What follows belongs to an exercise in optimizing a design on an open flow for small area, a short achievable clock period and few clock cycles; a production flow would make more cautious choices. The RTL was checked by simulation tests, not by an equivalence proof against the original design. The series may have gaps, and a smaller design here may also do less where the tests do not look.

--- flow/config.mk ---
export PLATFORM = sky130hd
export DESIGN_NAME = CAVLC
export DESIGN_NICKNAME = CAVLC
export VERILOG_FILES = /design/flow/design.v
export SDC_FILE = /design/flow/constraint.sdc
export NUM_CORES = 4
export LEC_CHECK = 0
export CAP_MARGIN = 20
export CORE_MARGIN = 2
export CORE_UTILIZATION = 40
export SLEW_MARGIN = 20
--- flow/constraint.sdc ---
create_clock -name core_clock -period 11.0 [get_ports {Clk}]
set_input_delay 2.2000 -clock core_clock [delete_from_list [all_inputs] [get_ports {Clk}]]
set_output_delay 2.2000 -clock core_clock [all_outputs]
set_load 0.01 [all_outputs]
--- flow/design.v ---
module CoeffTokenDecode (
  input  logic [15:0] Bits,
  input  logic  [4:0] nC,
  output logic  [4:0] TotalCoeff,
  output logic  [1:0] TrailingOnes,
  output logic  [4:0] Len
);
function automatic [11:0] ct0(input [15:0] b);
  casez (b)
    16'b1???????????????: ct0 = 12'd1;
    16'b01??????????????: ct0 = 12'd162;
    16'b001?????????????: ct0 = 12'd323;
    16'b00011???????????: ct0 = 12'd485;
    16'b000101??????????: ct0 = 12'd134;
    16'b000100??????????: ct0 = 12'd294;
    16'b000011??????????: ct0 = 12'd614;
    16'b0000101?????????: ct0 = 12'd455;
    16'b0000100?????????: ct0 = 12'd743;
    16'b00000111????????: ct0 = 12'd264;
    16'b00000110????????: ct0 = 12'd424;
    16'b00000101????????: ct0 = 12'd584;
    16'b00000100????????: ct0 = 12'd872;
    16'b000000111???????: ct0 = 12'd393;
    16'b000000110???????: ct0 = 12'd553;
    16'b000000101???????: ct0 = 12'd713;
    16'b000000100???????: ct0 = 12'd1001;
    16'b0000000111??????: ct0 = 12'd522;
    16'b0000000110??????: ct0 = 12'd682;
    16'b0000000101??????: ct0 = 12'd842;
    16'b0000000100??????: ct0 = 12'd1130;
    16'b00000000111?????: ct0 = 12'd651;
    16'b00000000110?????: ct0 = 12'd811;
    16'b00000000101?????: ct0 = 12'd971;
    16'b00000000100?????: ct0 = 12'd1259;
    16'b0000000001111???: ct0 = 12'd781;
    16'b0000000001011???: ct0 = 12'd909;
    16'b0000000001110???: ct0 = 12'd941;
    16'b0000000001000???: ct0 = 12'd1037;
    16'b0000000001010???: ct0 = 12'd1069;
    16'b0000000001101???: ct0 = 12'd1101;
    16'b0000000001001???: ct0 = 12'd1229;
    16'b0000000001100???: ct0 = 12'd1389;
    16'b00000000001111??: ct0 = 12'd1166;
    16'b00000000001110??: ct0 = 12'd1198;
    16'b00000000001011??: ct0 = 12'd1294;
    16'b00000000001010??: ct0 = 12'd1326;
    16'b00000000001101??: ct0 = 12'd1358;
    16'b00000000001001??: ct0 = 12'd1486;
    16'b00000000001100??: ct0 = 12'd1518;
    16'b00000000001000??: ct0 = 12'd1646;
    16'b000000000001111?: ct0 = 12'd1423;
    16'b000000000001110?: ct0 = 12'd1455;
    16'b000000000001011?: ct0 = 12'd1551;
    16'b000000000001010?: ct0 = 12'd1583;
    16'b000000000001101?: ct0 = 12'd1615;
    16'b000000000000001?: ct0 = 12'd1711;
    16'b000000000001001?: ct0 = 12'd1743;
    16'b000000000001100?: ct0 = 12'd1775;
    16'b000000000001000?: ct0 = 12'd1903;
    16'b0000000000001111: ct0 = 12'd1680;
    16'b0000000000001011: ct0 = 12'd1808;
    16'b0000000000001110: ct0 = 12'd1840;
    16'b0000000000001101: ct0 = 12'd1872;
    16'b0000000000000111: ct0 = 12'd1936;
    16'b0000000000001010: ct0 = 12'd1968;
    16'b0000000000001001: ct0 = 12'd2000;
    16'b0000000000001100: ct0 = 12'd2032;
    16'b0000000000000100: ct0 = 12'd2064;
    16'b0000000000000110: ct0 = 12'd2096;
    16'b0000000000000101: ct0 = 12'd2128;
    16'b0000000000001000: ct0 = 12'd2160;
    default: ct0 = {12{1'bx}};
  endcase
endfunction
function automatic [11:0] ct1(input [15:0] b);
  casez (b)
    16'b11??????????????: ct1 = 12'd2;
    16'b10??????????????: ct1 = 12'd162;
    16'b011?????????????: ct1 = 12'd323;
    16'b0101????????????: ct1 = 12'd484;
    16'b0100????????????: ct1 = 12'd612;
    16'b00111???????????: ct1 = 12'd293;
    16'b00110???????????: ct1 = 12'd741;
    16'b001011??????????: ct1 = 12'd134;
    16'b000111??????????: ct1 = 12'd262;
    16'b001010??????????: ct1 = 12'd422;
    16'b001001??????????: ct1 = 12'd454;
    16'b000110??????????: ct1 = 12'd550;
    16'b000101??????????: ct1 = 12'd582;
    16'b001000??????????: ct1 = 12'd870;
    16'b000100??????????: ct1 = 12'd998;
    16'b0000111?????????: ct1 = 12'd391;
    16'b0000110?????????: ct1 = 12'd679;
    16'b0000101?????????: ct1 = 12'd711;
    16'b0000100?????????: ct1 = 12'd1127;
    16'b00000111????????: ct1 = 12'd520;
    16'b00000100????????: ct1 = 12'd648;
    16'b00000110????????: ct1 = 12'd808;
    16'b00000101????????: ct1 = 12'd840;
    16'b000000111???????: ct1 = 12'd777;
    16'b000000110???????: ct1 = 12'd937;
    16'b000000101???????: ct1 = 12'd969;
    16'b000000100???????: ct1 = 12'd1257;
    16'b00000001111?????: ct1 = 12'd907;
    16'b00000001011?????: ct1 = 12'd1035;
    16'b00000001110?????: ct1 = 12'd1067;
    16'b00000001101?????: ct1 = 12'd1099;
    16'b00000001010?????: ct1 = 12'd1195;
    16'b00000001001?????: ct1 = 12'd1227;
    16'b00000001100?????: ct1 = 12'd1387;
    16'b00000001000?????: ct1 = 12'd1515;
    16'b000000001111????: ct1 = 12'd1164;
    16'b000000001011????: ct1 = 12'd1292;
    16'b000000001110????: ct1 = 12'd1324;
    16'b000000001101????: ct1 = 12'd1356;
    16'b000000001000????: ct1 = 12'd1420;
    16'b000000001010????: ct1 = 12'd1452;
    16'b000000001001????: ct1 = 12'd1484;
    16'b000000001100????: ct1 = 12'd1644;
    16'b0000000001111???: ct1 = 12'd1549;
    16'b0000000001110???: ct1 = 12'd1581;
    16'b0000000001101???: ct1 = 12'd1613;
    16'b0000000001011???: ct1 = 12'd1677;
    16'b0000000001010???: ct1 = 12'd1709;
    16'b0000000001001???: ct1 = 12'd1741;
    16'b0000000001100???: ct1 = 12'd1773;
    16'b0000000000111???: ct1 = 12'd1805;
    16'b0000000000110???: ct1 = 12'd1869;
    16'b0000000001000???: ct1 = 12'd1901;
    16'b0000000000001???: ct1 = 12'd2029;
    16'b00000000001011??: ct1 = 12'd1838;
    16'b00000000001001??: ct1 = 12'd1934;
    16'b00000000001000??: ct1 = 12'd1966;
    16'b00000000001010??: ct1 = 12'd1998;
    16'b00000000000111??: ct1 = 12'd2062;
    16'b00000000000110??: ct1 = 12'd2094;
    16'b00000000000101??: ct1 = 12'd2126;
    16'b00000000000100??: ct1 = 12'd2158;
    default: ct1 = {12{1'bx}};
  endcase
endfunction
function automatic [11:0] ct2(input [15:0] b);
  casez (b)
    16'b1111????????????: ct2 = 12'd4;
    16'b1110????????????: ct2 = 12'd164;
    16'b1101????????????: ct2 = 12'd324;
    16'b1100????????????: ct2 = 12'd484;
    16'b1011????????????: ct2 = 12'd612;
    16'b1010????????????: ct2 = 12'd740;
    16'b1001????????????: ct2 = 12'd868;
    16'b1000????????????: ct2 = 12'd996;
    16'b01111???????????: ct2 = 12'd293;
    16'b01100???????????: ct2 = 12'd421;
    16'b01110???????????: ct2 = 12'd453;
    16'b01010???????????: ct2 = 12'd549;
    16'b01011???????????: ct2 = 12'd581;
    16'b01000???????????: ct2 = 12'd677;
    16'b01001???????????: ct2 = 12'd709;
    16'b01101???????????: ct2 = 12'd1125;
    16'b001111??????????: ct2 = 12'd134;
    16'b001011??????????: ct2 = 12'd262;
    16'b001000??????????: ct2 = 12'd390;
    16'b001110??????????: ct2 = 12'd806;
    16'b001101??????????: ct2 = 12'd838;
    16'b001010??????????: ct2 = 12'd934;
    16'b001001??????????: ct2 = 12'd966;
    16'b001100??????????: ct2 = 12'd1254;
    16'b0001111?????????: ct2 = 12'd519;
    16'b0001011?????????: ct2 = 12'd647;
    16'b0001001?????????: ct2 = 12'd775;
    16'b0001000?????????: ct2 = 12'd903;
    16'b0001110?????????: ct2 = 12'd1063;
    16'b0001101?????????: ct2 = 12'd1095;
    16'b0001010?????????: ct2 = 12'd1223;
    16'b0001100?????????: ct2 = 12'd1383;
    16'b00001111????????: ct2 = 12'd1032;
    16'b00001011????????: ct2 = 12'd1160;
    16'b00001110????????: ct2 = 12'd1192;
    16'b00001010????????: ct2 = 12'd1320;
    16'b00001101????????: ct2 = 12'd1352;
    16'b00001001????????: ct2 = 12'd1480;
    16'b00001100????????: ct2 = 12'd1512;
    16'b00001000????????: ct2 = 12'd1640;
    16'b000001111???????: ct2 = 12'd1289;
    16'b000001011???????: ct2 = 12'd1417;
    16'b000001110???????: ct2 = 12'd1449;
    16'b000001000???????: ct2 = 12'd1545;
    16'b000001010???????: ct2 = 12'd1577;
    16'b000001101???????: ct2 = 12'd1609;
    16'b000000111???????: ct2 = 12'd1705;
    16'b000001001???????: ct2 = 12'd1737;
    16'b000001100???????: ct2 = 12'd1769;
    16'b0000001101??????: ct2 = 12'd1674;
    16'b0000001001??????: ct2 = 12'd1802;
    16'b0000001100??????: ct2 = 12'd1834;
    16'b0000001011??????: ct2 = 12'd1866;
    16'b0000001010??????: ct2 = 12'd1898;
    16'b0000000101??????: ct2 = 12'd1930;
    16'b0000001000??????: ct2 = 12'd1962;
    16'b0000000111??????: ct2 = 12'd1994;
    16'b0000000110??????: ct2 = 12'd2026;
    16'b0000000001??????: ct2 = 12'd2058;
    16'b0000000100??????: ct2 = 12'd2090;
    16'b0000000011??????: ct2 = 12'd2122;
    16'b0000000010??????: ct2 = 12'd2154;
    default: ct2 = {12{1'bx}};
  endcase
endfunction
function automatic [11:0] ct3(input [15:0] b);
  casez (b)
    16'b000011??????????: ct3 = 12'd6;
    16'b000000??????????: ct3 = 12'd134;
    16'b000001??????????: ct3 = 12'd166;
    16'b000100??????????: ct3 = 12'd262;
    16'b000101??????????: ct3 = 12'd294;
    16'b000110??????????: ct3 = 12'd326;
    16'b001000??????????: ct3 = 12'd390;
    16'b001001??????????: ct3 = 12'd422;
    16'b001010??????????: ct3 = 12'd454;
    16'b001011??????????: ct3 = 12'd486;
    16'b001100??????????: ct3 = 12'd518;
    16'b001101??????????: ct3 = 12'd550;
    16'b001110??????????: ct3 = 12'd582;
    16'b001111??????????: ct3 = 12'd614;
    16'b010000??????????: ct3 = 12'd646;
    16'b010001??????????: ct3 = 12'd678;
    16'b010010??????????: ct3 = 12'd710;
    16'b010011??????????: ct3 = 12'd742;
    16'b010100??????????: ct3 = 12'd774;
    16'b010101??????????: ct3 = 12'd806;
    16'b010110??????????: ct3 = 12'd838;
    16'b010111??????????: ct3 = 12'd870;
    16'b011000??????????: ct3 = 12'd902;
    16'b011001??????????: ct3 = 12'd934;
    16'b011010??????????: ct3 = 12'd966;
    16'b011011??????????: ct3 = 12'd998;
    16'b011100??????????: ct3 = 12'd1030;
    16'b011101??????????: ct3 = 12'd1062;
    16'b011110??????????: ct3 = 12'd1094;
    16'b011111??????????: ct3 = 12'd1126;
    16'b100000??????????: ct3 = 12'd1158;
    16'b100001??????????: ct3 = 12'd1190;
    16'b100010??????????: ct3 = 12'd1222;
    16'b100011??????????: ct3 = 12'd1254;
    16'b100100??????????: ct3 = 12'd1286;
    16'b100101??????????: ct3 = 12'd1318;
    16'b100110??????????: ct3 = 12'd1350;
    16'b100111??????????: ct3 = 12'd1382;
    16'b101000??????????: ct3 = 12'd1414;
    16'b101001??????????: ct3 = 12'd1446;
    16'b101010??????????: ct3 = 12'd1478;
    16'b101011??????????: ct3 = 12'd1510;
    16'b101100??????????: ct3 = 12'd1542;
    16'b101101??????????: ct3 = 12'd1574;
    16'b101110??????????: ct3 = 12'd1606;
    16'b101111??????????: ct3 = 12'd1638;
    16'b110000??????????: ct3 = 12'd1670;
    16'b110001??????????: ct3 = 12'd1702;
    16'b110010??????????: ct3 = 12'd1734;
    16'b110011??????????: ct3 = 12'd1766;
    16'b110100??????????: ct3 = 12'd1798;
    16'b110101??????????: ct3 = 12'd1830;
    16'b110110??????????: ct3 = 12'd1862;
    16'b110111??????????: ct3 = 12'd1894;
    16'b111000??????????: ct3 = 12'd1926;
    16'b111001??????????: ct3 = 12'd1958;
    16'b111010??????????: ct3 = 12'd1990;
    16'b111011??????????: ct3 = 12'd2022;
    16'b111100??????????: ct3 = 12'd2054;
    16'b111101??????????: ct3 = 12'd2086;
    16'b111110??????????: ct3 = 12'd2118;
    16'b111111??????????: ct3 = 12'd2150;
    default: ct3 = {12{1'bx}};
  endcase
endfunction
function automatic [11:0] ct4(input [15:0] b);
  casez (b)
    16'b1???????????????: ct4 = 12'd161;
    16'b01??????????????: ct4 = 12'd2;
    16'b001?????????????: ct4 = 12'd323;
    16'b000111??????????: ct4 = 12'd134;
    16'b000100??????????: ct4 = 12'd262;
    16'b000110??????????: ct4 = 12'd294;
    16'b000011??????????: ct4 = 12'd390;
    16'b000101??????????: ct4 = 12'd486;
    16'b000010??????????: ct4 = 12'd518;
    16'b0000011?????????: ct4 = 12'd423;
    16'b0000010?????????: ct4 = 12'd455;
    16'b0000000?????????: ct4 = 12'd615;
    16'b00000011????????: ct4 = 12'd552;
    16'b00000010????????: ct4 = 12'd584;
    default: ct4 = {12{1'bx}};
  endcase
endfunction
function automatic [11:0] ct5(input [15:0] b);
  casez (b)
    16'b1???????????????: ct5 = 12'd1;
    16'b01??????????????: ct5 = 12'd162;
    16'b001?????????????: ct5 = 12'd323;
    16'b00001???????????: ct5 = 12'd485;
    16'b000001??????????: ct5 = 12'd614;
    16'b0001111?????????: ct5 = 12'd135;
    16'b0001110?????????: ct5 = 12'd263;
    16'b0001101?????????: ct5 = 12'd295;
    16'b0001100?????????: ct5 = 12'd423;
    16'b0001011?????????: ct5 = 12'd455;
    16'b0001010?????????: ct5 = 12'd583;
    16'b0001001?????????: ct5 = 12'd743;
    16'b0001000?????????: ct5 = 12'd871;
    16'b000000111???????: ct5 = 12'd393;
    16'b000000110???????: ct5 = 12'd521;
    16'b000000101???????: ct5 = 12'd553;
    16'b000000100???????: ct5 = 12'd713;
    16'b0000000111??????: ct5 = 12'd650;
    16'b0000000110??????: ct5 = 12'd682;
    16'b0000000101??????: ct5 = 12'd842;
    16'b0000000100??????: ct5 = 12'd1002;
    16'b00000000111?????: ct5 = 12'd779;
    16'b00000000110?????: ct5 = 12'd811;
    16'b00000000101?????: ct5 = 12'd971;
    16'b00000000100?????: ct5 = 12'd1131;
    16'b000000000111????: ct5 = 12'd908;
    16'b000000000110????: ct5 = 12'd940;
    16'b000000000101????: ct5 = 12'd1068;
    16'b000000000100????: ct5 = 12'd1100;
    16'b0000000000111???: ct5 = 12'd1037;
    default: ct5 = {12{1'bx}};
  endcase
endfunction
always_comb begin
  if      (nC == 5'd30) {TotalCoeff, TrailingOnes, Len} = ct4(Bits);
  else if (nC == 5'd31) {TotalCoeff, TrailingOnes, Len} = ct5(Bits);
  else if (nC >= 5'd8)  {TotalCoeff, TrailingOnes, Len} = ct3(Bits);
  else if (nC >= 5'd4)  {TotalCoeff, TrailingOnes, Len} = ct2(Bits);
  else if (nC >= 5'd2)  {TotalCoeff, TrailingOnes, Len} = ct1(Bits);
  else                   {TotalCoeff, TrailingOnes, Len} = ct0(Bits);
end
endmodule
module TotalZeroTable_1 (
  input  logic [8:0] Bits,
  input  logic [3:0] TotalCoeff,
  input  logic       ChromaDC,
  output logic [3:0] TotalZeros,
  output logic [3:0] Len
);
function automatic [7:0] tz1(input [8:0] b);
  casez (b)
    9'b1????????: tz1 = 8'd1;
    9'b011??????: tz1 = 8'd19;
    9'b010??????: tz1 = 8'd35;
    9'b0011?????: tz1 = 8'd52;
    9'b0010?????: tz1 = 8'd68;
    9'b00011????: tz1 = 8'd85;
    9'b00010????: tz1 = 8'd101;
    9'b000011???: tz1 = 8'd118;
    9'b000010???: tz1 = 8'd134;
    9'b0000011??: tz1 = 8'd151;
    9'b0000010??: tz1 = 8'd167;
    9'b00000011?: tz1 = 8'd184;
    9'b00000010?: tz1 = 8'd200;
    9'b000000011: tz1 = 8'd217;
    9'b000000010: tz1 = 8'd233;
    9'b000000001: tz1 = 8'd249;
    default: tz1 = {8{1'bx}};
  endcase
endfunction
function automatic [7:0] tz2(input [8:0] b);
  casez (b)
    9'b111??????: tz2 = 8'd3;
    9'b110??????: tz2 = 8'd19;
    9'b101??????: tz2 = 8'd35;
    9'b100??????: tz2 = 8'd51;
    9'b011??????: tz2 = 8'd67;
    9'b0101?????: tz2 = 8'd84;
    9'b0100?????: tz2 = 8'd100;
    9'b0011?????: tz2 = 8'd116;
    9'b0010?????: tz2 = 8'd132;
    9'b00011????: tz2 = 8'd149;
    9'b00010????: tz2 = 8'd165;
    9'b000011???: tz2 = 8'd182;
    9'b000010???: tz2 = 8'd198;
    9'b000001???: tz2 = 8'd214;
    9'b000000???: tz2 = 8'd230;
    default: tz2 = {8{1'bx}};
  endcase
endfunction
function automatic [7:0] tz3(input [8:0] b);
  casez (b)
    9'b111??????: tz3 = 8'd19;
    9'b110??????: tz3 = 8'd35;
    9'b101??????: tz3 = 8'd51;
    9'b100??????: tz3 = 8'd99;
    9'b011??????: tz3 = 8'd115;
    9'b0101?????: tz3 = 8'd4;
    9'b0100?????: tz3 = 8'd68;
    9'b0011?????: tz3 = 8'd84;
    9'b0010?????: tz3 = 8'd132;
    9'b00011????: tz3 = 8'd149;
    9'b00010????: tz3 = 8'd165;
    9'b00001????: tz3 = 8'd197;
    9'b000001???: tz3 = 8'd182;
    9'b000000???: tz3 = 8'd214;
    default: tz3 = {8{1'bx}};
  endcase
endfunction
function automatic [7:0] tz4(input [8:0] b);
  casez (b)
    9'b111??????: tz4 = 8'd19;
    9'b110??????: tz4 = 8'd67;
    9'b101??????: tz4 = 8'd83;
    9'b100??????: tz4 = 8'd99;
    9'b011??????: tz4 = 8'd131;
    9'b0101?????: tz4 = 8'd36;
    9'b0100?????: tz4 = 8'd52;
    9'b0011?????: tz4 = 8'd116;
    9'b0010?????: tz4 = 8'd148;
    9'b00011????: tz4 = 8'd5;
    9'b00010????: tz4 = 8'd165;
    9'b00001????: tz4 = 8'd181;
    9'b00000????: tz4 = 8'd197;
    default: tz4 = {8{1'bx}};
  endcase
endfunction
function automatic [7:0] tz5(input [8:0] b);
  casez (b)
    9'b111??????: tz5 = 8'd51;
    9'b110??????: tz5 = 8'd67;
    9'b101??????: tz5 = 8'd83;
    9'b100??????: tz5 = 8'd99;
    9'b011??????: tz5 = 8'd115;
    9'b0101?????: tz5 = 8'd4;
    9'b0100?????: tz5 = 8'd20;
    9'b0011?????: tz5 = 8'd36;
    9'b0010?????: tz5 = 8'd132;
    9'b0001?????: tz5 = 8'd164;
    9'b00001????: tz5 = 8'd149;
    9'b00000????: tz5 = 8'd181;
    default: tz5 = {8{1'bx}};
  endcase
endfunction
function automatic [7:0] tz6(input [8:0] b);
  casez (b)
    9'b111??????: tz6 = 8'd35;
    9'b110??????: tz6 = 8'd51;
    9'b101??????: tz6 = 8'd67;
    9'b100??????: tz6 = 8'd83;
    9'b011??????: tz6 = 8'd99;
    9'b010??????: tz6 = 8'd115;
    9'b001??????: tz6 = 8'd147;
    9'b0001?????: tz6 = 8'd132;
    9'b00001????: tz6 = 8'd21;
    9'b000001???: tz6 = 8'd6;
    9'b000000???: tz6 = 8'd166;
    default: tz6 = {8{1'bx}};
  endcase
endfunction
function automatic [7:0] tz7(input [8:0] b);
  casez (b)
    9'b11???????: tz7 = 8'd82;
    9'b101??????: tz7 = 8'd35;
    9'b100??????: tz7 = 8'd51;
    9'b011??????: tz7 = 8'd67;
    9'b010??????: tz7 = 8'd99;
    9'b001??????: tz7 = 8'd131;
    9'b0001?????: tz7 = 8'd116;
    9'b00001????: tz7 = 8'd21;
    9'b000001???: tz7 = 8'd6;
    9'b000000???: tz7 = 8'd150;
    default: tz7 = {8{1'bx}};
  endcase
endfunction
function automatic [7:0] tz8(input [8:0] b);
  casez (b)
    9'b11???????: tz8 = 8'd66;
    9'b10???????: tz8 = 8'd82;
    9'b011??????: tz8 = 8'd51;
    9'b010??????: tz8 = 8'd99;
    9'b001??????: tz8 = 8'd115;
    9'b0001?????: tz8 = 8'd20;
    9'b00001????: tz8 = 8'd37;
    9'b000001???: tz8 = 8'd6;
    9'b000000???: tz8 = 8'd134;
    default: tz8 = {8{1'bx}};
  endcase
endfunction
function automatic [7:0] tz9(input [8:0] b);
  casez (b)
    9'b11???????: tz9 = 8'd50;
    9'b10???????: tz9 = 8'd66;
    9'b01???????: tz9 = 8'd98;
    9'b001??????: tz9 = 8'd83;
    9'b0001?????: tz9 = 8'd36;
    9'b00001????: tz9 = 8'd117;
    9'b000001???: tz9 = 8'd6;
    9'b000000???: tz9 = 8'd22;
    default: tz9 = {8{1'bx}};
  endcase
endfunction
function automatic [7:0] tz10(input [8:0] b);
  casez (b)
    9'b11???????: tz10 = 8'd50;
    9'b10???????: tz10 = 8'd66;
    9'b01???????: tz10 = 8'd82;
    9'b001??????: tz10 = 8'd35;
    9'b0001?????: tz10 = 8'd100;
    9'b00001????: tz10 = 8'd5;
    9'b00000????: tz10 = 8'd21;
    default: tz10 = {8{1'bx}};
  endcase
endfunction
function automatic [7:0] tz11(input [8:0] b);
  casez (b)
    9'b1????????: tz11 = 8'd65;
    9'b001??????: tz11 = 8'd35;
    9'b010??????: tz11 = 8'd51;
    9'b011??????: tz11 = 8'd83;
    9'b0000?????: tz11 = 8'd4;
    9'b0001?????: tz11 = 8'd20;
    default: tz11 = {8{1'bx}};
  endcase
endfunction
function automatic [7:0] tz12(input [8:0] b);
  casez (b)
    9'b1????????: tz12 = 8'd49;
    9'b01???????: tz12 = 8'd34;
    9'b001??????: tz12 = 8'd67;
    9'b0000?????: tz12 = 8'd4;
    9'b0001?????: tz12 = 8'd20;
    default: tz12 = {8{1'bx}};
  endcase
endfunction
function automatic [7:0] tz13(input [8:0] b);
  casez (b)
    9'b1????????: tz13 = 8'd33;
    9'b01???????: tz13 = 8'd50;
    9'b000??????: tz13 = 8'd3;
    9'b001??????: tz13 = 8'd19;
    default: tz13 = {8{1'bx}};
  endcase
endfunction
function automatic [7:0] tz14(input [8:0] b);
  casez (b)
    9'b1????????: tz14 = 8'd33;
    9'b00???????: tz14 = 8'd2;
    9'b01???????: tz14 = 8'd18;
    default: tz14 = {8{1'bx}};
  endcase
endfunction
function automatic [7:0] tz15(input [8:0] b);
  casez (b)
    9'b0????????: tz15 = 8'd1;
    9'b1????????: tz15 = 8'd17;
    default: tz15 = {8{1'bx}};
  endcase
endfunction
function automatic [7:0] tzdc1(input [2:0] b);
  casez (b)
    3'b1??: tzdc1 = 8'd1;
    3'b01?: tzdc1 = 8'd18;
    3'b001: tzdc1 = 8'd35;
    3'b000: tzdc1 = 8'd51;
    default: tzdc1 = {8{1'bx}};
  endcase
endfunction
function automatic [7:0] tzdc2(input [2:0] b);
  casez (b)
    3'b1??: tzdc2 = 8'd1;
    3'b01?: tzdc2 = 8'd18;
    3'b00?: tzdc2 = 8'd34;
    default: tzdc2 = {8{1'bx}};
  endcase
endfunction
function automatic [7:0] tzdc3(input [2:0] b);
  casez (b)
    3'b1??: tzdc3 = 8'd1;
    3'b0??: tzdc3 = 8'd17;
    default: tzdc3 = {8{1'bx}};
  endcase
endfunction
always_comb begin
  if (ChromaDC)
    case (TotalCoeff[1:0])
      2'd1: {TotalZeros, Len} = tzdc1(Bits[8:6]);
      2'd2: {TotalZeros, Len} = tzdc2(Bits[8:6]);
      2'd3: {TotalZeros, Len} = tzdc3(Bits[8:6]);
      default: {TotalZeros, Len} = 8'bx;
    endcase
  else
    case (TotalCoeff)
      4'd1: {TotalZeros, Len} = tz1(Bits);
      4'd2: {TotalZeros, Len} = tz2(Bits);
      4'd3: {TotalZeros, Len} = tz3(Bits);
      4'd4: {TotalZeros, Len} = tz4(Bits);
      4'd5: {TotalZeros, Len} = tz5(Bits);
      4'd6: {TotalZeros, Len} = tz6(Bits);
      4'd7: {TotalZeros, Len} = tz7(Bits);
      4'd8: {TotalZeros, Len} = tz8(Bits);
      4'd9: {TotalZeros, Len} = tz9(Bits);
      4'd10: {TotalZeros, Len} = tz10(Bits);
      4'd11: {TotalZeros, Len} = tz11(Bits);
      4'd12: {TotalZeros, Len} = tz12(Bits);
      4'd13: {TotalZeros, Len} = tz13(Bits);
      4'd14: {TotalZeros, Len} = tz14(Bits);
      4'd15: {TotalZeros, Len} = tz15(Bits);
      default: {TotalZeros, Len} = 8'bx;
    endcase
end
endmodule
module RunBeforeTable (
  input  logic [10:0] Bits,
  input  logic  [3:0] ZerosLeft,
  output logic  [3:0] RunBefore,
  output logic  [3:0] Len
);
function automatic [7:0] rb1(input [10:0] b);
  casez (b)
    11'b1??????????: rb1 = 8'd1;
    11'b0??????????: rb1 = 8'd17;
    default: rb1 = {8{1'bx}};
  endcase
endfunction
function automatic [7:0] rb2(input [10:0] b);
  casez (b)
    11'b1??????????: rb2 = 8'd1;
    11'b01?????????: rb2 = 8'd18;
    11'b00?????????: rb2 = 8'd34;
    default: rb2 = {8{1'bx}};
  endcase
endfunction
function automatic [7:0] rb3(input [10:0] b);
  casez (b)
    11'b11?????????: rb3 = 8'd2;
    11'b10?????????: rb3 = 8'd18;
    11'b01?????????: rb3 = 8'd34;
    11'b00?????????: rb3 = 8'd50;
    default: rb3 = {8{1'bx}};
  endcase
endfunction
function automatic [7:0] rb4(input [10:0] b);
  casez (b)
    11'b11?????????: rb4 = 8'd2;
    11'b10?????????: rb4 = 8'd18;
    11'b01?????????: rb4 = 8'd34;
    11'b001????????: rb4 = 8'd51;
    11'b000????????: rb4 = 8'd67;
    default: rb4 = {8{1'bx}};
  endcase
endfunction
function automatic [7:0] rb5(input [10:0] b);
  casez (b)
    11'b11?????????: rb5 = 8'd2;
    11'b10?????????: rb5 = 8'd18;
    11'b011????????: rb5 = 8'd35;
    11'b010????????: rb5 = 8'd51;
    11'b001????????: rb5 = 8'd67;
    11'b000????????: rb5 = 8'd83;
    default: rb5 = {8{1'bx}};
  endcase
endfunction
function automatic [7:0] rb6(input [10:0] b);
  casez (b)
    11'b11?????????: rb6 = 8'd2;
    11'b000????????: rb6 = 8'd19;
    11'b001????????: rb6 = 8'd35;
    11'b011????????: rb6 = 8'd51;
    11'b010????????: rb6 = 8'd67;
    11'b101????????: rb6 = 8'd83;
    11'b100????????: rb6 = 8'd99;
    default: rb6 = {8{1'bx}};
  endcase
endfunction
function automatic [7:0] rb7(input [10:0] b);
  casez (b)
    11'b111????????: rb7 = 8'd3;
    11'b110????????: rb7 = 8'd19;
    11'b101????????: rb7 = 8'd35;
    11'b100????????: rb7 = 8'd51;
    11'b011????????: rb7 = 8'd67;
    11'b010????????: rb7 = 8'd83;
    11'b001????????: rb7 = 8'd99;
    11'b0001???????: rb7 = 8'd116;
    11'b00001??????: rb7 = 8'd133;
    11'b000001?????: rb7 = 8'd150;
    11'b0000001????: rb7 = 8'd167;
    11'b00000001???: rb7 = 8'd184;
    11'b000000001??: rb7 = 8'd201;
    11'b0000000001?: rb7 = 8'd218;
    11'b00000000001: rb7 = 8'd235;
    default: rb7 = {8{1'bx}};
  endcase
endfunction
always_comb begin
  case (ZerosLeft)
    4'd1: {RunBefore, Len} = rb1(Bits);
    4'd2: {RunBefore, Len} = rb2(Bits);
    4'd3: {RunBefore, Len} = rb3(Bits);
    4'd4: {RunBefore, Len} = rb4(Bits);
    4'd5: {RunBefore, Len} = rb5(Bits);
    4'd6: {RunBefore, Len} = rb6(Bits);
    4'd0: {RunBefore, Len} = 8'bx;
    default: {RunBefore, Len} = rb7(Bits);
  endcase
end
endmodule
module CAVLC (
  input  logic        Clk,           
  input  logic        nReset,        
  input  logic        Enable,        
  input  logic  [4:0] nC,            
  input  logic [15:0] Bitstream,     
  output logic        RdReq,         
  output logic [12:0] LevelOut,      
  output logic        WrReq,         
  output logic        BlockDone,     
  output logic  [4:0] TotalCoeffOut  
);
localparam logic [2:0] S_F0 = 3'd0,   
                       S_F1 = 3'd1,   
                       S_CT = 3'd2,   
                       S_T1 = 3'd3,   
                       S_LV = 3'd4,   
                       S_TZ = 3'd5,   
                       S_RB = 3'd6,   
                       S_FW = 3'd7;   
logic  [2:0] State, NextState;
logic [15:0] W0, W1, W2;
logic        V2;
logic  [3:0] Ptr;
logic [31:0] Cat;
logic [15:0] Win;
logic  [4:0] NumShift;
logic  [4:0] PtrSum;
logic        Adv;
logic  [4:0] TotalCoeff;
logic  [1:0] TrailingOnes;
logic        ChromaDC;
logic  [4:0] LevelsLeft;
logic        First;
logic  [2:0] SuffixLength;
logic  [3:0] ZerosLeft;
logic  [3:0] RunsLeft;
logic  [1:0] T1Cnt;
logic  [1:0] T1Signs;
logic  [7:0] Level;
logic  [4:0] CtTotalCoeff;
logic  [1:0] CtTrailingOnes;
logic  [4:0] CtLen;
logic  [3:0] TzTotalZeros, TzLen;
logic  [3:0] RbRun, RbLen;
logic  [3:0] Prefix;
logic  [3:0] Suffix4;
logic  [7:0] LevelCode;
logic        Adjust;
logic  [6:0] Half;
logic  [7:0] LevelVal;
logic  [4:0] LvLen;
logic  [2:0] NextSuffixLength;
logic        MaxCoeff;
logic        BlockEnd;
logic        LvDecode;
logic  [1:0] T1CntNext;
assign LevelOut      = {{5{Level[7]}}, Level};
assign TotalCoeffOut = TotalCoeff;
assign Cat    = {W0, W1} << Ptr;
assign Win    = Cat[31:16];
assign PtrSum = {1'b0, Ptr} + NumShift;
assign Adv    = PtrSum[4];
CoeffTokenDecode uCoeffTokenDecode (
  .Bits        (Win),
  .nC          (nC),
  .TotalCoeff  (CtTotalCoeff),
  .TrailingOnes(CtTrailingOnes),
  .Len         (CtLen)
);
TotalZeroTable_1 uTotalZeroTable (
  .Bits        (Win[15:7]),
  .TotalCoeff  (TotalCoeff[3:0]),
  .ChromaDC    (ChromaDC),
  .TotalZeros  (TzTotalZeros),
  .Len         (TzLen)
);
RunBeforeTable uRunBeforeTable (
  .Bits        (Win[15:5]),
  .ZerosLeft   (ZerosLeft),
  .RunBefore   (RbRun),
  .Len         (RbLen)
);
always_comb begin
  casez (Win)
    16'b1???????????????: Prefix = 4'd0;
    16'b01??????????????: Prefix = 4'd1;
    16'b001?????????????: Prefix = 4'd2;
    16'b0001????????????: Prefix = 4'd3;
    16'b00001???????????: Prefix = 4'd4;
    16'b000001??????????: Prefix = 4'd5;
    16'b0000001?????????: Prefix = 4'd6;
    16'b00000001????????: Prefix = 4'd7;
    16'b000000001???????: Prefix = 4'd8;
    16'b0000000001??????: Prefix = 4'd9;
    16'b00000000001?????: Prefix = 4'd10;
    16'b000000000001????: Prefix = 4'd11;
    16'b0000000000001???: Prefix = 4'd12;
    16'b00000000000001??: Prefix = 4'd13;
    16'b000000000000001?: Prefix = 4'd14;
    default:              Prefix = 4'd15;
  endcase
end
logic [19:0] WinX;
assign WinX    = {Win, 4'b0} << Prefix;
assign Suffix4 = WinX[18:15];
always_comb begin
  case (SuffixLength)
    3'd0:    LevelCode = {4'd0, Prefix};
    3'd1:    LevelCode = {3'd0, Prefix, Suffix4[3]};
    3'd2:    LevelCode = {2'd0, Prefix, Suffix4[3:2]};
    3'd3:    LevelCode = {1'd0, Prefix, Suffix4[3:1]};
    default: LevelCode = {Prefix, Suffix4};
  endcase
end
assign Adjust   = First && (TrailingOnes != 2'd3);
assign Half     = LevelCode[7:1] + {6'd0, Adjust};
assign LevelVal = LevelCode[0] ? ~{1'b0, Half} : {1'b0, Half} + 8'd1;
assign LvLen    = {1'b0, Prefix} + {2'b0, SuffixLength} + 5'd1;
always_comb begin
  if (SuffixLength == 3'd0)
    NextSuffixLength = (Prefix >= (Adjust ? 4'd4 : 4'd6)) ? 3'd2 : 3'd1;
  else if (SuffixLength == 3'd1 && Adjust)
    NextSuffixLength = (Prefix >= 4'd2) ? 3'd2 : 3'd1;
  else if (Prefix >= 4'd3 && SuffixLength != 3'd4)
    NextSuffixLength = SuffixLength + 3'd1;
  else
    NextSuffixLength = SuffixLength;
end
assign MaxCoeff = ChromaDC ? (TotalCoeff == 5'd4) : (TotalCoeff == 5'd16);
assign LvDecode = (State == S_LV) && (T1Cnt == 2'd0);
always_comb begin
  NextState = State;
  NumShift  = 5'd0;
  BlockEnd  = 1'b0;
  case (State)
    S_CT: begin
      NumShift = CtLen;
      if (CtTotalCoeff == 5'd0)        BlockEnd  = 1'b1;
      else if (CtTrailingOnes != 2'd0) NextState = S_T1;
      else                             NextState = S_LV;
    end
    S_T1: begin
      NumShift = {3'd0, TrailingOnes};
      if (LevelsLeft == 5'd0) NextState = S_TZ;
      else                         NextState = S_LV;
    end
    S_LV: begin
      if (LvDecode) begin
        NumShift = LvLen;
        if (LevelsLeft == 5'd1) begin
          if (MaxCoeff) BlockEnd  = 1'b1;
          else          NextState = S_TZ;
        end
      end
    end
    S_TZ: begin
      NumShift = {1'b0, TzLen};
      if (TzTotalZeros == 4'd0 || TotalCoeff == 5'd1) BlockEnd  = 1'b1;
      else                                            NextState = S_RB;
    end
    S_RB: begin
      NumShift = {1'b0, RbLen};
      if (ZerosLeft == RbRun || RunsLeft == 4'd1) BlockEnd = 1'b1;
    end
    S_FW: BlockEnd = 1'b1;
    default: ;
  endcase
end
assign T1CntNext = (State == S_T1) ? TrailingOnes - 2'd1 :
                   (T1Cnt != 2'd0) ? T1Cnt - 2'd1 : 2'd0;
always_ff @(posedge Clk or negedge nReset)
  if (!nReset) begin
    State        <= S_F0;
    RdReq        <= 1'b0;
    WrReq        <= 1'b0;
    BlockDone    <= 1'b0;
    Ptr          <= '0;
    V2           <= 1'b0;
    T1Cnt        <= '0;
    TotalCoeff   <= '0;
    TrailingOnes <= '0;
    ChromaDC     <= 1'b0;
    LevelsLeft   <= '0;
    First        <= 1'b0;
    SuffixLength <= '0;
    ZerosLeft    <= '0;
    RunsLeft     <= '0;
    T1Signs      <= '0;
  end
  else if (!Enable) begin
    State     <= S_F0;
    RdReq     <= 1'b0;
    WrReq     <= 1'b0;
    BlockDone <= 1'b0;
    Ptr       <= '0;
    V2        <= 1'b0;
    T1Cnt     <= '0;
  end
  else begin
    WrReq     <= 1'b0;
    BlockDone <= 1'b0;
    case (State)
      S_F0: begin
        RdReq <= 1'b1;
        if (RdReq) State <= S_F1;
      end
      S_F1: begin
        State <= S_CT;
        V2    <= 1'b0;
      end
      default: begin
        Ptr   <= PtrSum[3:0];
        V2    <= !Adv;
        RdReq <= Adv;
        T1Cnt <= T1CntNext;
        if (BlockEnd) begin
          if (T1CntNext == 2'd0) begin
            State     <= S_CT;
            BlockDone <= 1'b1;
          end
          else State <= S_FW;
        end
        else State <= NextState;
        if (State == S_T1) WrReq <= 1'b1;
        else if (T1Cnt != 2'd0) WrReq <= 1'b1;
        else if (LvDecode) WrReq <= 1'b1;
        if (State == S_T1) T1Signs <= Win[14:13];
        else if (T1Cnt != 2'd0) T1Signs <= {T1Signs[0], 1'b0};
        if (State == S_CT) begin
          TotalCoeff   <= CtTotalCoeff;
          TrailingOnes <= CtTrailingOnes;
          ChromaDC     <= (nC == 5'd30);
          LevelsLeft   <= CtTotalCoeff - {3'd0, CtTrailingOnes};
          First        <= 1'b1;
          SuffixLength <= (CtTotalCoeff > 5'd10 && CtTrailingOnes != 2'd3) ? 3'd1 : 3'd0;
        end
        if (LvDecode) begin
          LevelsLeft   <= LevelsLeft - 5'd1;
          First        <= 1'b0;
          SuffixLength <= NextSuffixLength;
        end
        if (State == S_TZ) begin
          ZerosLeft <= TzTotalZeros;
          RunsLeft  <= TotalCoeff[3:0] - 4'd1;
        end
        if (State == S_RB) begin
          ZerosLeft <= ZerosLeft - RbRun;
          RunsLeft  <= RunsLeft - 4'd1;
        end
      end
    endcase
  end
always_ff @(posedge Clk) begin
  if (Enable) begin
    if (State == S_F0) W0 <= Bitstream;
    else if (State == S_F1) W1 <= Bitstream;
    else if (Adv) begin
      W0 <= W1;
      W1 <= V2 ? W2 : Bitstream;
    end
    if (!V2) W2 <= Bitstream;
  end
  if (State == S_T1)
    Level <= Win[15] ? 8'hFF : 8'h01;
  else if (T1Cnt != 2'd0)
    Level <= T1Signs[1] ? 8'hFF : 8'h01;
  else
    Level <= LevelVal;
end
endmodule
--- flow/run.sh ---
#!/bin/bash
# synth_recipe.tcl (not shown) runs the flow's synth.tcl, then flattens the netlist and writes it again
# the make line also repeats each setting of config.mk as NAME=value (left out here)
make -C /OpenROAD-flow-scripts/flow DESIGN_CONFIG=/design/flow/config.mk WORK_HOME=/design/flow/orfs CLKGATE_MAP_FILE= SYNTH_SCRIPT=/design/flow/synth_recipe.tcl finish
==> impl_metrics.yaml, run 1 <==
logic_synthesis:
  synth_flop_cell: "edfxtp_1"
  synth-xor-area-share: 0.0131
  syn_area_per_cell_um2: 7.65
  yosysTopAreaCell: "edfxtp_1"
  synth_top_family_by_area: "compound AO/OA/AOI/OAI gates"
  yosys.cell_count.top_type: "nand2_1"
  yosysUniqueCellTypes: 126
  synth_fa_ha_area_frac: 0.0359
  muxShareOfSynthArea: 0.139
  yosysWarnings: 4
  netlist_area_mm2: 0.0141
  synth_nets: 1901
  ys_ff_latch: 96
  synth_top_area_share: 0.102
  synth_edf_count: 48
  ys_top_cells_by_count: "nand2_1, nor2_1, a21oi_1"
floorplanning:
  initial_utilization: 0.407
  die_x_um: 192
layout:
  fin_nets: 1869
  layout.cells.non_filler: 2267
  num_antenna_cells: 0
  multi_input_area_mm2: 0.0107
  final-seq-area_mm2: 0.00261
critical_path:
  cp_slowest_cell: "dfrtp_2"
  regToRegStartpoint: "Ptr[0]"
  critPathMaxStageDelay_ns: 0.63
  required_ns: 10.98
  crit_type: "reg -> reg"
  startpoint_type: "register"
  setup.worst_path.start: "Ptr[0]"
routing:
  dr.pass1.iters: 7
  drt_iter0_drc: 2500
  final_antenna_net_count: 0
  drc: 0
  viasPerCell: 7.45
timing:
  setup_viol: 0
  slew-limit-headroom: 0.182
  max_freq_ghz: 0.117
  rsz0062_at_grt: "no"
  finalHoldViolCount: 0
cts:
  cts_hold_buf: 0
  clk_pin_slew_ns: 0.07
  cts_tree: "done"
  clk_path_buf_depth: 2
  insertion_delay_ns: 0.35
  cts.sinks: 96
  cts_resized: 0
global_route:
  grt_usage: 0.409
placed_design:
  io_buffers: 44
  gp_congestion: 1.06
worst_hold_path:
  hp-class: "reg -> reg"
run:
  cap_violations: 0
run_status:
  status: "complete, no violations"
Testbench counts for the RTL of run 1, summed over its fixed seeds: cycles 27,245.
run 1: registers in the layout (all words and copies together), names as in the netlist, 3 cells and up:
name,flops
ZerosLeft,4
Level,8
Ptr,4
W0,16
State,3
RunsLeft,4
W2,16
W1,16
TotalCoeff,5
SuffixLength,3
LevelsLeft,5
run 1: kinds of logic after synthesis:
group	after synthesis
buf+inv	185
mux	148
xor+xnor	21
flops	96
compound gates	648
fa+ha+maj	38
simple gates	703
run 1: worst paths after layout:
path	to	slack [ns]	cells after the start
setup / recovery	W0[13]	2.47	27
hold / removal	T1Signs[0]	0.52	2
setup reg to reg	W0[13]	2.47	27
hold reg to reg	T1Signs[0]	0.52	2
max in group asynchronous	Ptr[2]	8.30	1
min in group asynchronous	LevelsLeft[2]	2.01	1
run 1: final cells by class:
class / instances / share of cell area
Multi-Input combinational cell: 1558 / 0.704
Sequential cell: 96 / 0.172
Timing Repair Buffer: 103 / 0.0579
Tap cell: 455 / 0.0375
Clock buffer: 9 / 0.0148
Inverter: 39 / 0.00998
Clock inverter: 7 / 0.00404
run 1: cell usage in the layout, fill, tap and decap left out, drive strengths merged, types with 43 or more instances in the layout:
cell type / instances
nand2: 200
nor2: 186
a21oi: 145
o21ai: 143
nand3: 83
nor3: 79
mux2: 75
buf: 59
mux2i: 49
edfxtp: 48
clkdlybuf4s50: 43
run 1: metrics by stage:
step	setup slack, ns	hold slack, ns	utilization	cell area, µm²
4_1_cts	2.71	0.523	0.439	15100
2_1_floorplan	3.25	0.473	-	14100
6_report	2.47	0.522	0.439	15200
3_5_place_dp	2.74	0.505	0.430	14900
5_1_grt	1.89	0.567	0.439	15200
3_3_place_gp	2.98	0.500	0.430	14900
run 1: layer usage:
layer / track usage / part of all wire
met2: 0.603 / 0.41
met5: 0 / 0.00015
met3: 0.106 / 0.12
met4: 0.261 / 0.079
met1: 0.530 / 0.39
run 1: critical path, delay by kind of cell (launching register included):
family	cells	cell delay, ns
DFF	1	0.63
AOI/OAI and AO/OA	10	3.06
and+or+nand+nor	7	1.95
adders and majority gates	3	0.66
muxes	2	0.89
xor gates and xnor gates	1	0.20
buffers and inverters	4	0.75
run_1/clocks.png
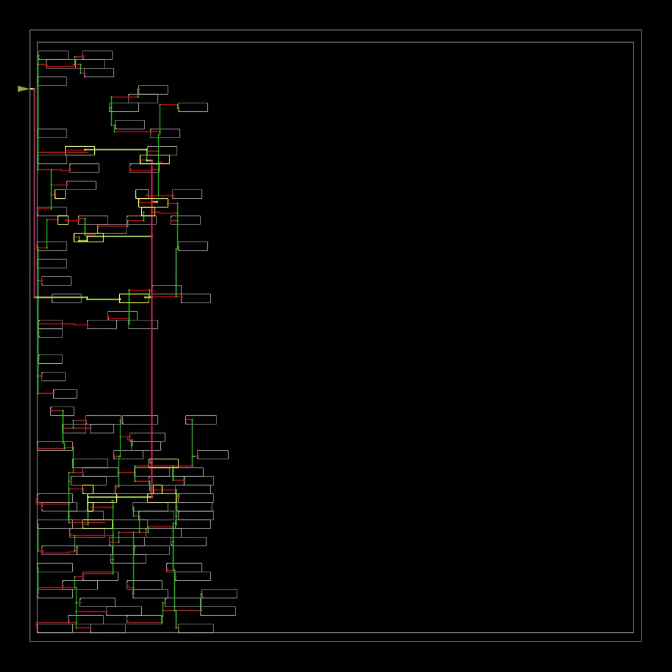
cts bufs inserted: 9
clock buf count: 9
Clock Skews: 0.00851 ns
FFs & Latches: 96

run_1/layer_met3.png
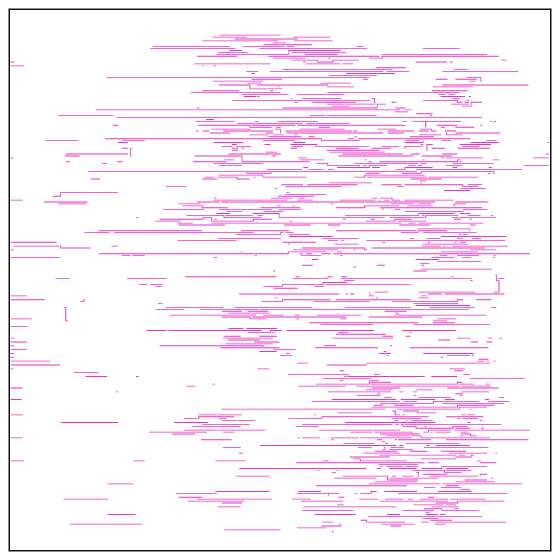
The layer holds 12% of the routed length. The layer carries 9200 µm of wire.
met3 Use GR: 0.106
routed wire length: 75500 µm
Vias: 16.9k

run_1/placement.png
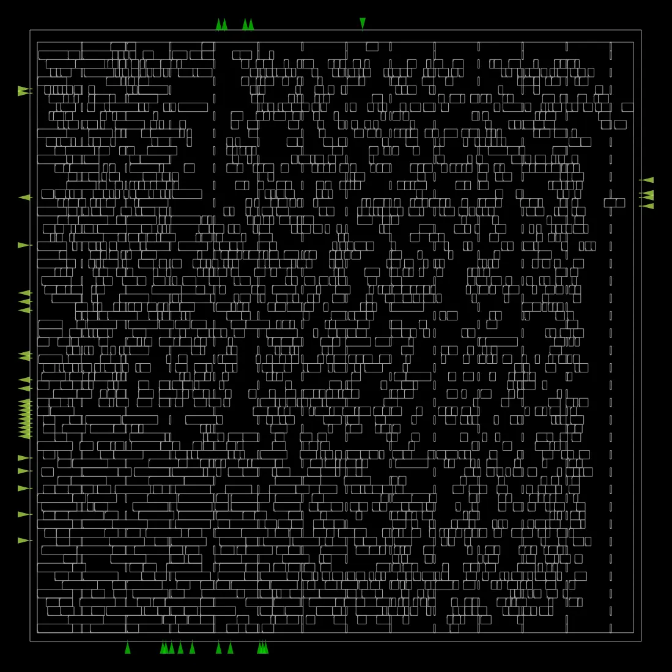
fin util: 0.439
filler instances: 3634

run_1/layer_met4.png
Supply wires on this layer in grey.
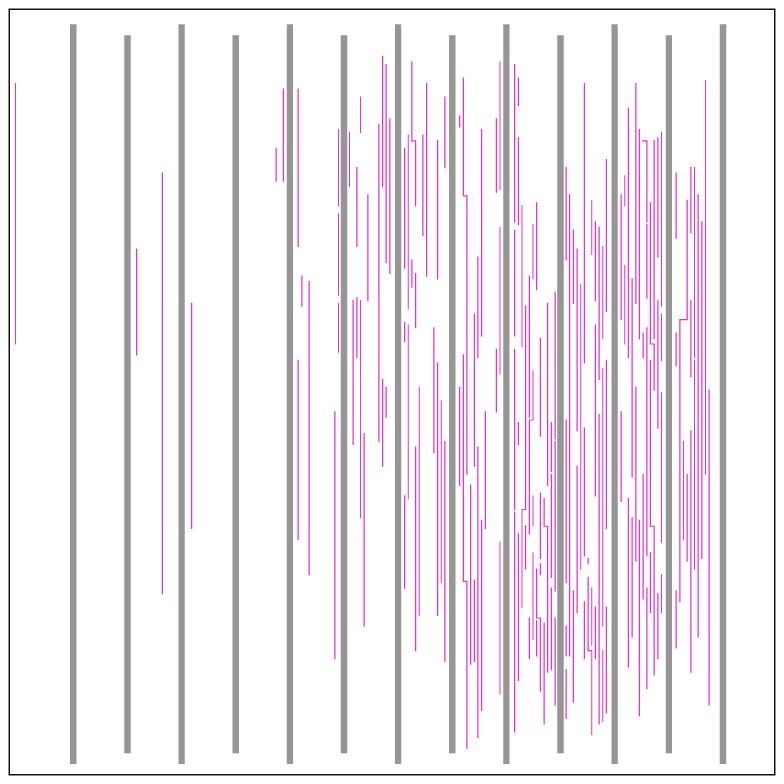
The layer carries 5950 µm of wire. The wires run mostly vertical. The longest straight run is 116 µm. The layer holds 7.9% of the routed length.

## Run 2: large edit since run 1, in outline
flow/design.v: 975 -> 4142 lines; modules unchanged: 0
  CoeffTokenDecode: edited, 338 -> 579 lines
  TotalZeroTable_1: edited, 270 -> 2375 lines
  RunBeforeTable: edited, 96 -> 911 lines
  CAVLC: edited, 271 -> 277 lines
==> module CAVLC as of run 2 <==
module CAVLC (
  input  logic        Clk,           
  input  logic        nReset,        
  input  logic        Enable,        
  input  logic  [4:0] nC,            
  input  logic [15:0] Bitstream,     
  output logic        RdReq,         
  output logic [12:0] LevelOut,      
  output logic        WrReq,         
  output logic        BlockDone,     
  output logic  [4:0] TotalCoeffOut  
);
localparam logic [2:0] S_F0 = 3'd0,   
                       S_F1 = 3'd1,   
                       S_CT = 3'd2,   
                       S_T1 = 3'd3,   
                       S_LV = 3'd4,   
                       S_TZ = 3'd5,   
                       S_RB = 3'd6,   
                       S_FW = 3'd7;   
logic  [2:0] State, NextState;
logic [15:0] W0, W1, W2;
logic  [4:0] Ptr;
logic  [4:0] PtrBase;
logic [47:0] Cat;
logic [15:0] Win;
logic  [4:0] NumShift;
logic  [4:0] PtrSum;
logic  [4:0] TotalCoeff;
logic  [1:0] TrailingOnes;
logic        ChromaDC;
logic  [4:0] LevelsLeft;
logic        First;
logic  [2:0] SuffixLength;
logic  [3:0] ZerosLeft;
logic  [3:0] RunsLeft;
logic  [1:0] T1Cnt;
logic  [1:0] T1Signs;
logic  [7:0] Level;
logic  [4:0] CtTotalCoeff;
logic  [1:0] CtTrailingOnes;
logic  [4:0] CtLen;
logic  [3:0] TzTotalZeros, TzLen;
logic  [3:0] RbRun, RbLen;
logic  [3:0] Prefix;
logic  [3:0] Suffix4;
logic  [5:0] Suffix6;
logic        CtFit;
logic  [4:0] CtShift;
logic  [2:0] CtSigns;
logic        CtT1Write;
logic  [7:0] LevelCode;
logic        Adjust;
logic  [6:0] Half;
logic  [7:0] LevelVal;
logic  [4:0] LvLen;
logic  [2:0] NextSuffixLength;
logic        MaxCoeff;
logic        BlockEnd;
logic        LvDecode;
logic  [1:0] T1CntNext;
assign LevelOut      = {{5{Level[7]}}, Level};
assign TotalCoeffOut = TotalCoeff;
assign Cat    = {W0, W1, W2} << Ptr;
assign Win    = Cat[47:32];
assign PtrBase = LvDecode ? {1'b0, Ptr[3:0]} + {2'b0, SuffixLength} + 5'd1 : {1'b0, Ptr[3:0]};
assign PtrSum  = PtrBase + NumShift;
assign RdReq   = Ptr[4];
CoeffTokenDecode uCoeffTokenDecode (
  .Lz          (Prefix),
  .S6          (Suffix6),
  .Win         (Win),
  .nC          (nC),
  .TotalCoeff  (CtTotalCoeff),
  .TrailingOnes(CtTrailingOnes),
  .Len         (CtLen),
  .Fit         (CtFit),
  .Shift       (CtShift),
  .Signs       (CtSigns)
);
TotalZeroTable_1 uTotalZeroTable (
  .Lz          (Prefix),
  .S           (Suffix6[5:3]),
  .TotalCoeff  (TotalCoeff[3:0]),
  .ChromaDC    (ChromaDC),
  .TotalZeros  (TzTotalZeros),
  .Len         (TzLen)
);
RunBeforeTable uRunBeforeTable (
  .Lz          (Prefix),
  .S           (Suffix6[5:3]),
  .ZerosLeft   (ZerosLeft),
  .RunBefore   (RbRun),
  .Len         (RbLen)
);
always_comb begin
  casez (Win)
    16'b1???????????????: Prefix = 4'd0;
    16'b01??????????????: Prefix = 4'd1;
    16'b001?????????????: Prefix = 4'd2;
    16'b0001????????????: Prefix = 4'd3;
    16'b00001???????????: Prefix = 4'd4;
    16'b000001??????????: Prefix = 4'd5;
    16'b0000001?????????: Prefix = 4'd6;
    16'b00000001????????: Prefix = 4'd7;
    16'b000000001???????: Prefix = 4'd8;
    16'b0000000001??????: Prefix = 4'd9;
    16'b00000000001?????: Prefix = 4'd10;
    16'b000000000001????: Prefix = 4'd11;
    16'b0000000000001???: Prefix = 4'd12;
    16'b00000000000001??: Prefix = 4'd13;
    16'b000000000000001?: Prefix = 4'd14;
    default:              Prefix = 4'd15;
  endcase
end
logic [21:0] WinX;
assign WinX    = {Win, 6'b0} << Prefix;
assign Suffix6 = WinX[20:15];
assign Suffix4 = Suffix6[5:2];
always_comb begin
  case (SuffixLength)
    3'd0:    LevelCode = {4'd0, Prefix};
    3'd1:    LevelCode = {3'd0, Prefix, Suffix4[3]};
    3'd2:    LevelCode = {2'd0, Prefix, Suffix4[3:2]};
    3'd3:    LevelCode = {1'd0, Prefix, Suffix4[3:1]};
    default: LevelCode = {Prefix, Suffix4};
  endcase
end
assign Adjust   = First && (TrailingOnes != 2'd3);
assign Half     = LevelCode[7:1] + {6'd0, Adjust};
assign LevelVal = LevelCode[0] ? ~{1'b0, Half} : {1'b0, Half} + 8'd1;
assign LvLen    = {1'b0, Prefix} + {2'b0, SuffixLength} + 5'd1;
always_comb begin
  if (SuffixLength == 3'd0)
    NextSuffixLength = (Prefix >= (Adjust ? 4'd4 : 4'd6)) ? 3'd2 : 3'd1;
  else if (SuffixLength == 3'd1 && Adjust)
    NextSuffixLength = (Prefix >= 4'd2) ? 3'd2 : 3'd1;
  else if (Prefix >= 4'd3 && SuffixLength != 3'd4)
    NextSuffixLength = SuffixLength + 3'd1;
  else
    NextSuffixLength = SuffixLength;
end
assign MaxCoeff = ChromaDC ? (TotalCoeff == 5'd4) : (TotalCoeff == 5'd16);
assign LvDecode = (State == S_LV) && (T1Cnt == 2'd0);
always_comb begin
  NextState = State;
  NumShift  = 5'd0;
  BlockEnd  = 1'b0;
  case (State)
    S_CT: begin
      NumShift = CtShift;
      if (CtTotalCoeff == 5'd0)                 BlockEnd  = 1'b1;
      else if (CtTrailingOnes != 2'd0 && !CtFit) NextState = S_T1;
      else if (CtTotalCoeff == {3'd0, CtTrailingOnes}) NextState = S_TZ;
      else                                      NextState = S_LV;
    end
    S_T1: begin
      NumShift = {3'd0, TrailingOnes};
      if (LevelsLeft == 5'd0) NextState = S_TZ;
      else                         NextState = S_LV;
    end
    S_LV: begin
      if (LvDecode) begin
        NumShift = {1'b0, Prefix};
        if (LevelsLeft == 5'd1) begin
          if (MaxCoeff) BlockEnd  = 1'b1;
          else          NextState = S_TZ;
        end
      end
    end
    S_TZ: begin
      NumShift = {1'b0, TzLen};
      if (TzTotalZeros == 4'd0 || TotalCoeff == 5'd1) BlockEnd  = 1'b1;
      else                                            NextState = S_RB;
    end
    S_RB: begin
      NumShift = {1'b0, RbLen};
      if (ZerosLeft == RbRun || RunsLeft == 4'd1) BlockEnd = 1'b1;
    end
    S_FW: BlockEnd = 1'b1;
    default: ;
  endcase
end
assign CtT1Write = (State == S_CT) && (CtTrailingOnes != 2'd0) && CtFit;
assign T1CntNext = (State == S_T1) ? TrailingOnes - 2'd1 :
                   CtT1Write       ? CtTrailingOnes - 2'd1 :
                   (T1Cnt != 2'd0) ? T1Cnt - 2'd1 : 2'd0;
always_ff @(posedge Clk or negedge nReset)
  if (!nReset) begin
    State        <= S_F0;
    WrReq        <= 1'b0;
    BlockDone    <= 1'b0;
    Ptr          <= '0;
    T1Cnt        <= '0;
    TotalCoeff   <= '0;
    TrailingOnes <= '0;
    ChromaDC     <= 1'b0;
    LevelsLeft   <= '0;
    First        <= 1'b0;
    SuffixLength <= '0;
    ZerosLeft    <= '0;
    RunsLeft     <= '0;
    T1Signs      <= '0;
  end
  else if (!Enable) begin
    State     <= S_F0;
    WrReq     <= 1'b0;
    BlockDone <= 1'b0;
    Ptr       <= '0;
    T1Cnt     <= '0;
  end
  else begin
    WrReq     <= 1'b0;
    BlockDone <= 1'b0;
    case (State)
      S_F0: begin
        Ptr <= 5'd16;
        if (Ptr[4]) State <= S_F1;
      end
      S_F1: State <= S_CT;
      default: begin
        Ptr   <= PtrSum;
        T1Cnt <= T1CntNext;
        if (BlockEnd) begin
          if (T1CntNext == 2'd0) begin
            State     <= S_CT;
            BlockDone <= 1'b1;
          end
          else State <= S_FW;
        end
        else State <= NextState;
        if (State == S_T1 || CtT1Write) WrReq <= 1'b1;
        else if (T1Cnt != 2'd0) WrReq <= 1'b1;
        else if (LvDecode) WrReq <= 1'b1;
        if (State == S_T1) T1Signs <= Win[14:13];
        else if (State == S_CT) T1Signs <= CtSigns[1:0];
        else if (T1Cnt != 2'd0) T1Signs <= {T1Signs[0], 1'b0};
        if (State == S_CT) begin
          TotalCoeff   <= CtTotalCoeff;
          TrailingOnes <= CtTrailingOnes;
          ChromaDC     <= (nC == 5'd30);
          LevelsLeft   <= CtTotalCoeff - {3'd0, CtTrailingOnes};
          First        <= 1'b1;
          SuffixLength <= (CtTotalCoeff > 5'd10 && CtTrailingOnes != 2'd3) ? 3'd1 : 3'd0;
        end
        if (LvDecode) begin
          LevelsLeft   <= LevelsLeft - 5'd1;
          First        <= 1'b0;
          SuffixLength <= NextSuffixLength;
        end
        if (State == S_TZ) begin
          ZerosLeft <= TzTotalZeros;
          RunsLeft  <= TotalCoeff[3:0] - 4'd1;
        end
        if (State == S_RB) begin
          ZerosLeft <= ZerosLeft - RbRun;
          RunsLeft  <= RunsLeft - 4'd1;
        end
      end
    endcase
  end
always_ff @(posedge Clk) begin
  if (Enable && Ptr[4]) begin
    W0 <= W1;
    W1 <= W2;
    W2 <= Bitstream;
  end
  if (State == S_T1)
    Level <= Win[15] ? 8'hFF : 8'h01;
  else if (State == S_CT)
    Level <= CtSigns[2] ? 8'hFF : 8'h01;
  else if (T1Cnt != 2'd0)
    Level <= T1Signs[1] ? 8'hFF : 8'h01;
  else
    Level <= LevelVal;
end
endmodule
--- a/flow/config.mk
+++ b/flow/config.mk
@@ -6,6 +6,8 @@
 export NUM_CORES = 4
 export LEC_CHECK = 0
+export ABC_AREA = 1
 export CAP_MARGIN = 20
 export CORE_MARGIN = 2
 export CORE_UTILIZATION = 40
+export SETUP_SLACK_MARGIN = 5
 export SLEW_MARGIN = 20
==> impl_metrics.yaml, run 2 <==
routing:
  dr.pass1.iters: 9
  viasPerCell: 6.41
  drc: 0
  final_antenna_net_count: 0
  drt_iter0_drc: 2731
  wirelength_um: 75800
layout:
  mostFrequentLayoutCells: "nand2_1, nand3_1, nor2_1"
  reg_top3: "W0 x16, W1 x16, W2 x16"
  fin_nets: 2566
  layout_commonest_cell: "nand2_1"
timing:
  rsz0062_at_grt: "yes"
  finalHoldViolCount: 0
  max_freq_ghz: 0.157
  slew-limit-headroom: 0.332
  setup_viol: 0
  worst_hold_slack_ns: 0.426
cts:
  clk_pin_slew_ns: 0.08
  numCtsBuffers: 9
  cts.sinks: 95
  cts_tree: "done"
critical_path:
  crit_type: "reg -> reg"
  critical_path_depth: 42
  r2r_slack_ns: 4.63
  regToRegStartpoint: "Ptr[0]"
  cp_slowest_cell: "dfrtp_2"
  setup.worst_path.start: "Ptr[0]"
  cp_num_buf_inv: 9
  rr_worst_depth: 42
logic_synthesis:
  yosysWarnings: 4
  synth_edf_count: 48
  synth_fa_ha_area_frac: 0.0757
  synth_top_family_by_area: "simple AND/OR/NAND/NOR gates"
  synth_flop_cell: "edfxtp_1"
  ys_ff_latch: 95
  yosysTopAreaCell: "nand2_1"
  netlist_area_mm2: 0.0139
  muxShareOfSynthArea: 0
  yosysUniqueCellTypes: 69
  synth-xor-area-share: 0.00818
worst_hold_path:
  holdPathStages: 0
  hp-class: "reg -> reg"
global_route:
  grt_usage: 0.410
floorplanning:
  initial_utilization: 0.405
placed_design:
  place_ws_ns: 1.52
  gp_congestion: 1.04
run_status:
  status: "complete, no violations"
run:
  cap_violations: 0
Testbench counts for the RTL of run 2, summed over its fixed seeds: cycles 24,765.
## run 2: cell types whose count changed after synthesis, moves of 19 or more
cell / before / now
clkbuf_1: 95 / 37
nand3_1: 82 / 389
mux2i_1: 42 / 0
nor3_1: 76 / 31
nand2_1: 195 / 664
ha_1: 34 / 77
nor2_1: 184 / 214
inv_2: 2 / 28
mux4_2: 24 / 0
inv_1: 32 / 192
nand2_2: 4 / 23
mux2_2: 69 / 0
a21oi_1: 144 / 120
o21ai_1: 5 / 27
## run 2: routing by layer
| metal | track usage | wire length (µm) | up-vias |
|---|---|---|---|
| met4 | 0.196 | 4450 | 4 |
| met1 | 0.576 | 31300 | 8787 |
| met5 | 0.0206 | 106 | - |
| met3 | 0.0953 | 9190 | 306 |
| met2 | 0.584 | 30700 | 1398 |
| li1 | - | - | 8255 |
## run 2: logic make-up (layout without fill, tap and decap cells)
family,count (synthesis),after routing
buffers and inverters,341,436
adder cells (fa/ha/maj),82,82
AND/OR/NAND/NOR,1401,1407
other,0,2
AO/OA/AOI/OAI,433,433
flip-flops,95,95
XOR/XNOR,13,13
## run 2: through the flow
step            util  area [µm²]  instances
2_1_floorplan      -       13900       2365
3_3_place_gp   0.421       14500       2771
3_5_place_dp   0.422       14500       2772
4_1_cts        0.487       16700       2886
5_1_grt        0.507       17400       2922
6_report       0.507       17400       2923
## run 2: worst min-delay path by stage
stage,from,end,slack [ns]
floorplan,W2[0],W1[0],0.40
global placement,W2[0],W1[0],0.40
detailed placement,W2[0],W1[0],0.40
CTS,W2[0],W1[0],0.42
global route,W2[0],W1[0],0.45
finish,W2[0],W1[0],0.43
## run 2: timing repair
| item | 4_1_cts | 5_1_grt |
|---|---|---|
| pin swaps | 53 | 38 |
| endpoints found under the setup margin | 38 | 30 |
| setup buffers | 85 | 34 |
| cloned | 13 | 1 |
| hold buffers | 0 | 0 |
| endpoints found under the hold margin | 0 | 0 |
| gates resized for setup | 251 | 106 |
## run 2: cell type report
| class | count | area (µm²) | share of cell area |
|---|---|---|---|
| diodes | 2 | 5.00 | 0.000287 |
| clock buffers | 9 | 225 | 0.0129 |
| clock inverters | 7 | 81.3 | 0.00466 |
| inverters | 229 | 977 | 0.0560 |
| multi-input cells | 1935 | 11000 | 0.633 |
| flip-flops and latches | 95 | 2580 | 0.148 |
| well taps | 455 | 569 | 0.0326 |
| repair buffers | 189 | 1950 | 0.112 |
| repair inverters | 2 | 16.3 | 0.000933 |
run_2/flops_by_reg.png
Other sequential cells in the stronger grey, the rest of the logic in the fainter grey.
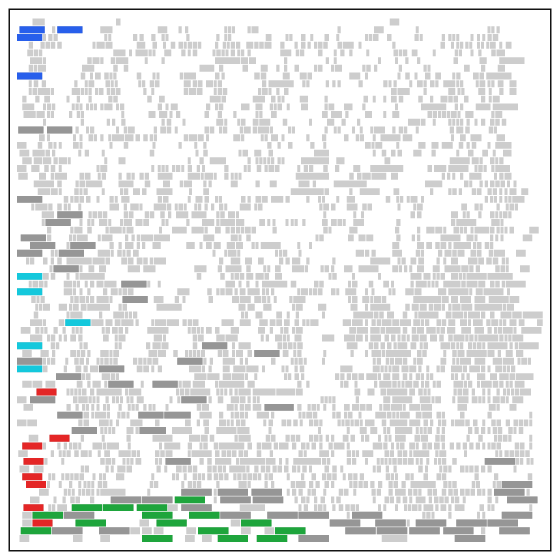
`LevelsLeft`: shown in cyan, sequential cells 5, where west. `RunsLeft`: shown in blue, sequential cells 4, where north-west. `W2`: shown in green, sequential cells 16. `Level`: shown in red, sequential cells 8, where south-west.

run_2/placement.png
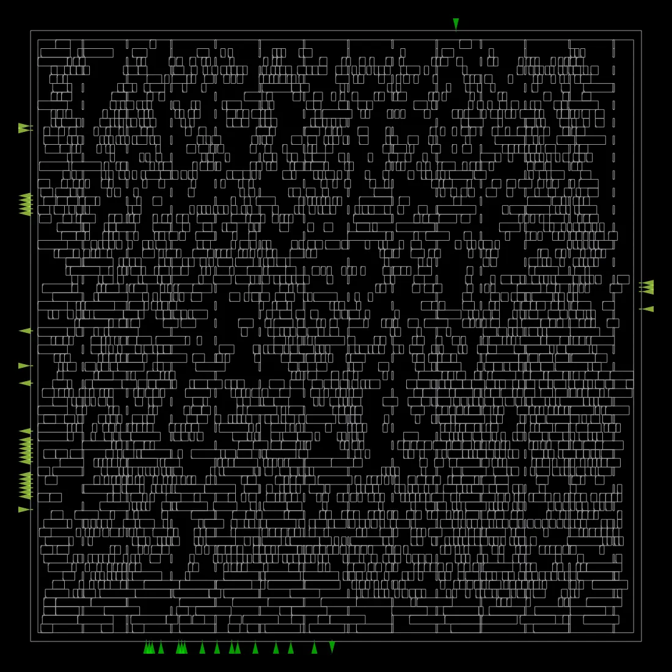
filler instances: 3585
core area: 0.0344 mm²
Row Count: 68

run_2/layer_met3.png
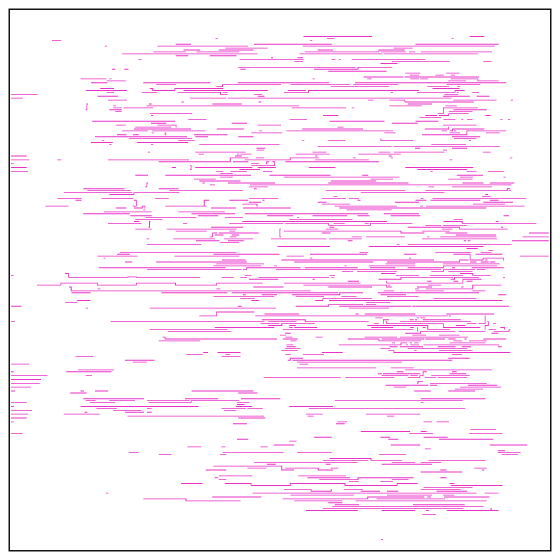
470 nets have wire on it. The longest straight run is 92.0 µm.

## separate check: timing with driven ports
No port has a modelled driver above. Below, the same layouts with a new extraction and two added sets of constraints. Step 1, drivers: a clkbuf_16 drives Clk and a buf_2 each remaining input, both assumed. Step 2, shift: input delay + t, output delay - t, t = (earliest + latest rising clock arrival at the registers) / 2. This alone moves slack from input paths to output paths. Three values: no drivers, after step 1, after step 2; two values: the first two.
run	t, ns	setup slack, ns	worst data-port slew with drivers (ns)
run 1	0.377	2.467 / 2.467 / 2.467	0.04
run 2	0.435	4.627 / 4.627 / 4.246	0.05
After both steps every run listed still meets setup and hold. The setup slack of run 2, which loses most, moves by 0.000 ns with the drivers and by -0.381 ns with both steps.
